Context: an optimization exercise on an open-source flow, tuned for small area, a short achievable clock period and few clock cycles. The choices shown serve that exercise and are no tape-out recipe. Only the layout flow was run in this run; the RTL was not checked for function there. Power figures rest on the tool's default switching activity, not on a simulated workload.

### Wire density map

Drawn at 3 px/µm. The die is cut into 27 by 27 equal tiles; dark purple is low, yellow is high, scaled to the fullest tile. Values are wire area over tile area, all layers added.
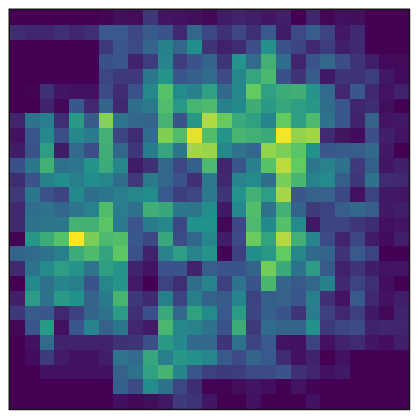
### Met2 routing

Drawn at 4 px/µm. Cells faint in the background.
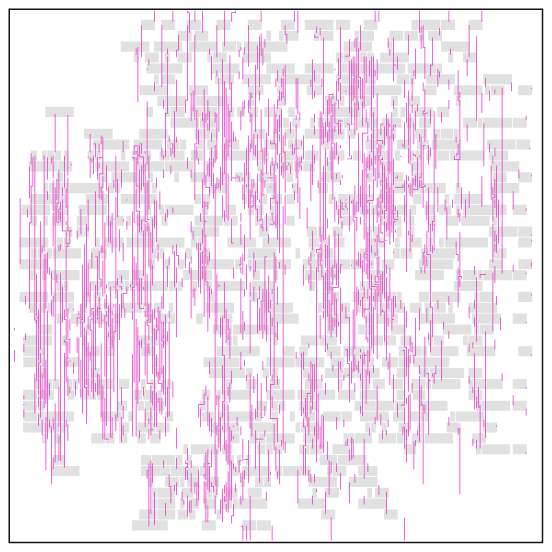
### Gate-type map

Drawn at 4 px/µm.
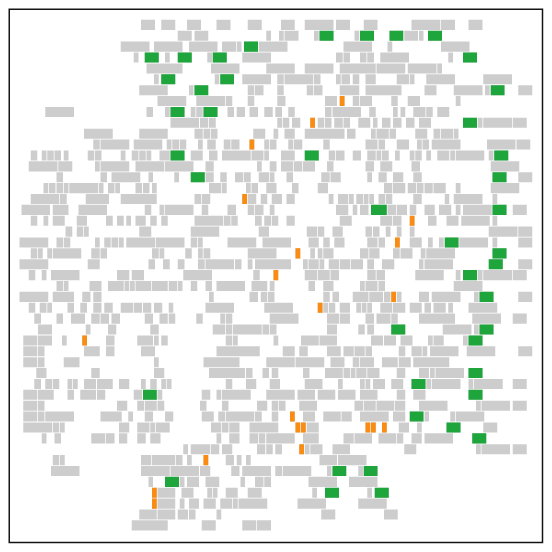
### CTS result over the die

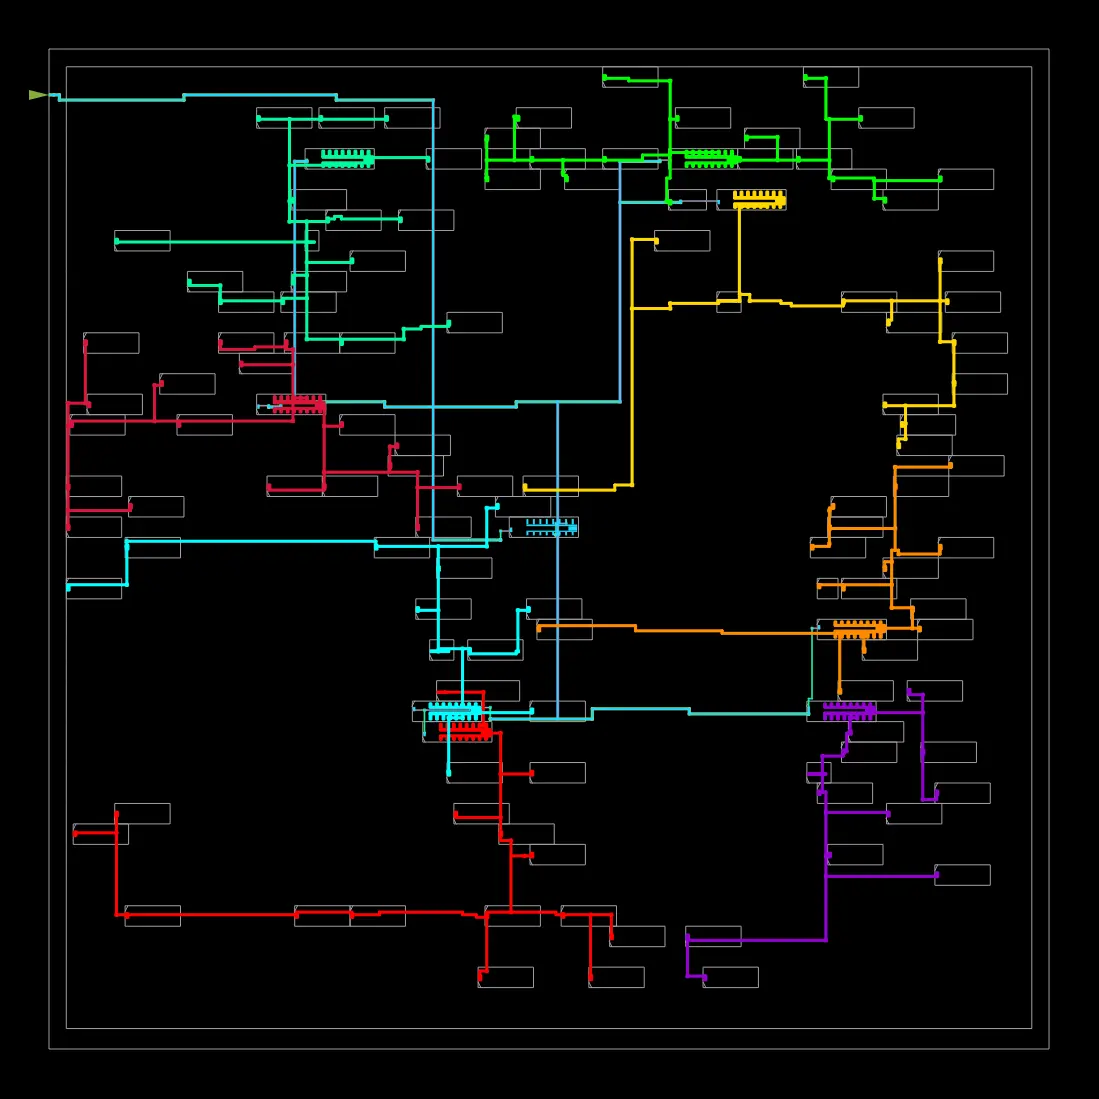
### Register map, names as in the netlist

Drawn at 4 px/µm.
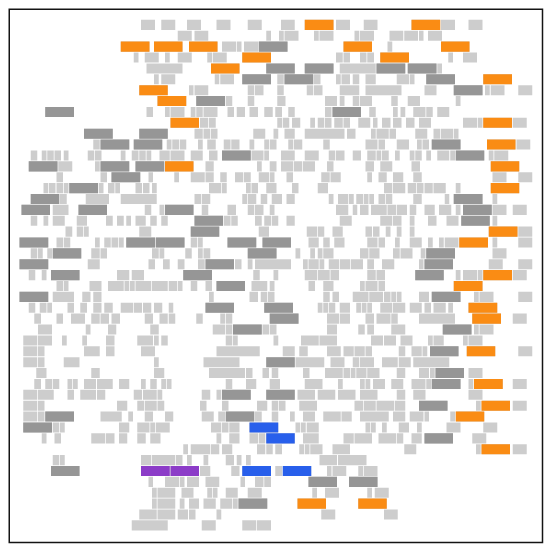
===== flow/run.sh =====
#!/bin/bash
# synth_recipe.tcl (not shown) runs the flow's synth.tcl, then flattens the netlist and writes it again
# the make line also repeats each setting of config.mk as NAME=value (left out here)
make -C /OpenROAD-flow-scripts/flow DESIGN_CONFIG=/design/flow/config.mk WORK_HOME=/design/flow/orfs CLKGATE_MAP_FILE= SYNTH_SCRIPT=/design/flow/synth_recipe.tcl finish

===== flow/config.mk =====
export PLATFORM = sky130hd
export DESIGN_NAME = day1_2
export DESIGN_NICKNAME = day1_2
export VERILOG_FILES = /design/flow/design.v
export SDC_FILE = /design/flow/constraint.sdc
export NUM_CORES = 4
export LEC_CHECK = 0
export CAP_MARGIN = 20
export CORE_MARGIN = 2
export CORE_UTILIZATION = 40
export SLEW_MARGIN = 20

===== flow/design.v =====
`timescale 1 ps / 1 ps
module day1_2 (
    input  logic clk,
    input  logic rst,
    input logic tvalid_rx,
    output logic tready_rx,
    input logic [7:0] tdata_rx,
    input logic tlast_rx,
    output logic tvalid_tx,
    input logic tready_tx,
    output logic [31:0] tdata_tx,
    output logic tlast_tx
);
typedef enum {FIRST_DIG_SEARCH, SECOND_DIG_SEARCH, DO_MAC, OUTPUT_RESULT} state_t;
state_t state;
logic [31:0] acc;
logic [3:0] first_dig;
logic [3:0] second_dig;
logic [3:0][7:0] sliding_window;
logic is_number;
logic [3:0] num_shift;
assign is_number = (tdata_rx <= 8'h39 && tdata_rx >= 8'h30);
assign num_shift = (tdata_rx - 8'h30);
logic take;
assign take = tvalid_rx & tready_rx;
logic [3:0] text_num;
logic [3:0] text_num_3;
logic [3:0] text_num_4;
logic [3:0] text_num_5;
logic is_number_text;
always_comb begin
  case({sliding_window[1:0], tdata_rx})
    {8'h6F, 8'h6E, 8'h65}: text_num_3 = 4'h1;
    {8'h74, 8'h77, 8'h6F}: text_num_3 = 4'h2;
    {8'h73, 8'h69, 8'h78}: text_num_3 = 4'h6;
    default: text_num_3 = 4'hF;
  endcase
  case({sliding_window[2:0], tdata_rx})
    {8'h7A, 8'h65, 8'h72, 8'h6f}: text_num_4 = 4'h0;
    {8'h66, 8'h6f, 8'h75, 8'h72}: text_num_4 = 4'h4;
    {8'h66, 8'h69, 8'h76, 8'h65}: text_num_4 = 4'h5;
    {8'h6E, 8'h69, 8'h6E, 8'h65}: text_num_4 = 4'h9;
    default: text_num_4 = 4'hF;
  endcase
  case({sliding_window[3:0], tdata_rx})
    {8'h74, 8'h68, 8'h72, 8'h65, 8'h65}: text_num_5 = 4'h3;
    {8'h73, 8'h65, 8'h76, 8'h65, 8'h6E}: text_num_5 = 4'h7;
    {8'h65, 8'h69, 8'h67, 8'h68, 8'h74}: text_num_5 = 4'h8;
    default: text_num_5 = 4'hF;
  endcase
  is_number_text = (text_num_3 != 4'hF || text_num_4 != 4'hF || text_num_5 != 4'hF);
  if(text_num_3 != 4'hF) text_num = text_num_3;
  else if(text_num_4 != 4'hF) text_num = text_num_4;
  else if(text_num_5 != 4'hF) text_num = text_num_5;
  else text_num = 4'hF;
end
always @(posedge clk) begin
  if(rst) begin
    state <= FIRST_DIG_SEARCH;
    acc <= '0;
    tready_rx <= 1'b0;
    first_dig <= 4'h0;
    second_dig <= 4'hF;
    tlast_tx <= 1'b0;
    tdata_tx <= '0;
    tvalid_tx <= 1'b0;
    for(integer i = 0; i < 4; i = i + 1) begin
      sliding_window[i] <= '0;
    end
  end else begin
    case (state)
      FIRST_DIG_SEARCH: begin
        tready_rx <= 1'b1;
        if(take) sliding_window <= {sliding_window[2:0], tdata_rx};
        if(tready_tx) begin
          state <= OUTPUT_RESULT;
          tready_rx <= 1'b0;
        end
        if(take && (is_number || is_number_text)) begin
          if(is_number) begin
            first_dig <= num_shift[3:0];
          end
          if(is_number_text) begin
            first_dig <= text_num;
          end
          if(tlast_rx) begin
            state <= DO_MAC;
            tready_rx <= 1'b0;
          end
          else state <= SECOND_DIG_SEARCH;
        end
      end
      SECOND_DIG_SEARCH: begin
        tready_rx <= 1'b1;
        if(take) sliding_window <= {sliding_window[2:0], tdata_rx};
        if(take && (is_number || is_number_text)) begin
          if(is_number) begin
            second_dig <= num_shift[3:0];
          end
          if(is_number_text) begin
            second_dig <= text_num;
          end
        end
        if(take && tlast_rx) begin
          tready_rx <= 1'b0;
          state <= DO_MAC;
        end
      end
      DO_MAC: begin
        for(integer i = 0; i < 4; i = i + 1) begin
          sliding_window[i] <= '0;
        end
        if(second_dig == 4'hF) begin
          acc <= acc + (first_dig * 4'd10) + {28'd0, first_dig};
        end
        else acc <= acc + (first_dig * 4'd10) + {28'd0, second_dig};
        second_dig <= 4'hF;
        first_dig <= 4'h0;
        if(tready_tx) state <= OUTPUT_RESULT;
        else begin
          tready_rx <= 1'b1;
          state <= FIRST_DIG_SEARCH;
        end
      end
      OUTPUT_RESULT: begin
        tready_rx <= 1'b0;
        tvalid_tx <= 1'b1;
        tdata_tx <= acc;
        tlast_tx <= 1'b1;
      end
      default: state <= FIRST_DIG_SEARCH;
    endcase
  end
end
endmodule

===== flow/constraint.sdc =====
create_clock -name core_clock -period 10.0 [get_ports {clk}]
set_input_delay 2.0000 -clock core_clock [delete_from_list [all_inputs] [get_ports {clk}]]
set_output_delay 2.0000 -clock core_clock [all_outputs]
set_load 0.01 [all_outputs]

==> run summary <==
synthesized instance count 830; Reg clk slew, reported paths roughly 70 ps; detailed-route DRC error count 0; Initial DRT Pass Iterations 5; Worst Reg2Reg Path Length in Cells 14; drt total wl 16.7 mm; detailed placement HPWL roughly 12 mm; R2R Path Start first_dig[3]; post-synthesis sequential area ratio about a third; top sig layer met4; Setup TNS 0 ps; routed length on met2 between 7 and 8 mm; CP peak stage delay 640 ps; status finished clean; M1 WL ~8.4 mm; post-synthesis cell area 0.00665 mm²; initial antenna violation count 0; CTS resizes 0; Initial Util roughly two fifths; I/O pins 48; PortBufs 47; grt total ovfl 0; critical-path cell list clkdlybuf4s50_1, or4bb_1, nor4_1, nand2_1, o2111ai_2, nor3_2, nand2b_4, a221o_1, or4_1, a21oi_1; routability cong. about 0.9; max-cap violations 0; Max FO, Critical Path 9; final setup fails 0
## Picture notes: 'Wire density map'
14% of the tiles are nearly empty. 17% of the tiles are over half the peak. The mean over all tiles is 0.15. The fullest tile reaches 0.53. The emptiest ninth of the die: lower right.

## Picture notes: 'Met2 routing'
The layer holds 45% of the routed length. 691 nets have wire on it.

## Picture notes: 'Gate-type map'
Key: mux cells = green [cells 43, most used mux2i_1, where spread over the die]; inv cells = orange [cells 21, most used inv_1]

## Picture notes: 'CTS result over the die'
clock sinks: 108
clock root buffer: clkbuf_16
number of H-tree branching levels: 3
TritonCTS buffer count: 9

## Picture notes: 'Register map, names as in the netlist'
Key: `second_dig` = blue [flops 4, where bottom centre]; `tdata_tx` = orange [flops 32, where spread over the die]; `state` = purple [flops 2]
Another 70 sequential cells are not coloured.

## state kept, by name (all words and copies together), names as in the netlist
signal / cells
tdata_tx: 32
state: 2
first_dig: 4
tvalid_tx: 1
tready_rx: 1
second_dig: 4
sliding_window: 32
acc: 32
## cells in the final DEF, fill, tap and decap left out, types with 9 or more instances in the layout
master           instances
nand2_1                 74
nand3_1                 51
a21o_1                   9
ha_1                    19
inv_1                   21
a21oi_1                 73
clkdlybuf4s50_1         46
clkbuf_16                9
nor2_1                  91
nor4_1                  16
nand4_1                 16
or3_1                   18
and3_1                   9
nor3_1                  24
o21ai_0                 26
xor2_1                  17
a211oi_1                10
xnor2_1                 12
mux2i_1                 42
dfxtp_1                108
## kinds of logic after synthesis
group                      count (synthesis)  share of synthesized area, %
xor gates and xnor gates                  29                          3.82
buffers and inverters                     74                          5.12
muxes                                     43                          6.49
DFF                                      108                          32.5
adders and majority gates                 23                          4.67
AOI/OAI and AO/OA                        184                          18.1
and+or+nand+nor                          369                          29.3
## metal layers
layer	vias to the layer above	global-route usage [%]
li1	3055	-
met1	2771	27.5
met2	131	30.9
met3	14	3.10
met4	0	5.56
met5	-	0
## layout make-up
cell class              count  area, µm²
clock buffers              10        239
fillers                  1670       8900
repair buffers             52        513
well taps                 220        275
clock inverters             6       68.8
multi-input cells         648       4170
inverters                  21       78.8
flip-flops and latches    108       2160
## worst min-delay path by stage
stage,endpoint,slack (ps),cells past startpoint
finish,sliding_window[30],460,2
global route,sliding_window[28],490,2
CTS,sliding_window[30],460,2
detailed placement,sliding_window[29],450,2
global placement,sliding_window[29],440,2
floorplan,sliding_window[30],430,2
## where the power goes
group	switching [mW]	total (mW)	leakage (nW)	internal, mW
logic	0.209	0.317	1.47	0.108
clock network	0.172	0.376	0.150	0.204
registers	0.0357	0.491	0.872	0.455
total	0.416	1.18	2.49	0.767
## through the flow
| stage | hold WS (ps) | cells | power (mW) | setup slack (ps) |
|---|---|---|---|---|
| after floorplan | 432 | 830 | 0.741 | 5400 |
| after global placement | 438 | 1048 | 0.814 | 4570 |
| after detailed placement | 450 | 1048 | 0.813 | 4540 |
| after CTS | 461 | 1064 | 1.19 | 4900 |
| after global routing | 489 | 1065 | 1.25 | 4510 |
| final | 456 | 1065 | 1.18 | 4880 |
## worst reg2reg max path, cell delays in order (launching register included)
cell	delay, ps
dfxtp_1	420
ha_1	270
ha_1	230
fa_1	380
xor2_1	160
ha_1	470
o211a_1	200
a21boi_1	500
o21ai_1	480
nor4_1	280
o21ai_0	200
a2111oi_4	690
a41oi_1	230
or3_1	340
a21oi_1	160

[port drivers added, routing unchanged]
Ports are ideal in the flow. The routed layout listed here was re-timed in OpenROAD. Step 1 assumes that a clkbuf_16 drives the clock port and a buf_2 every other input. Step 2 adds t to the input delays and takes it off the output delays; t is the mean of the earliest and latest rising clock arrival at the registers after step 1. Input paths then give back, and output paths get back, about the clock's delay inside the block. Three values: no drivers, after step 1, after step 2; two values: the first two.
shift t [ns]: 0.397
setup slack, ns: 4.883 / 4.902 / 4.505
hold slack, ns: 0.456 / 0.456 / 0.456
pins driven straight from the clock port: 1
After both steps setup and hold are still met in this run. The setup slack of this run moves by +0.019 ns with the drivers and by -0.378 ns with both steps.
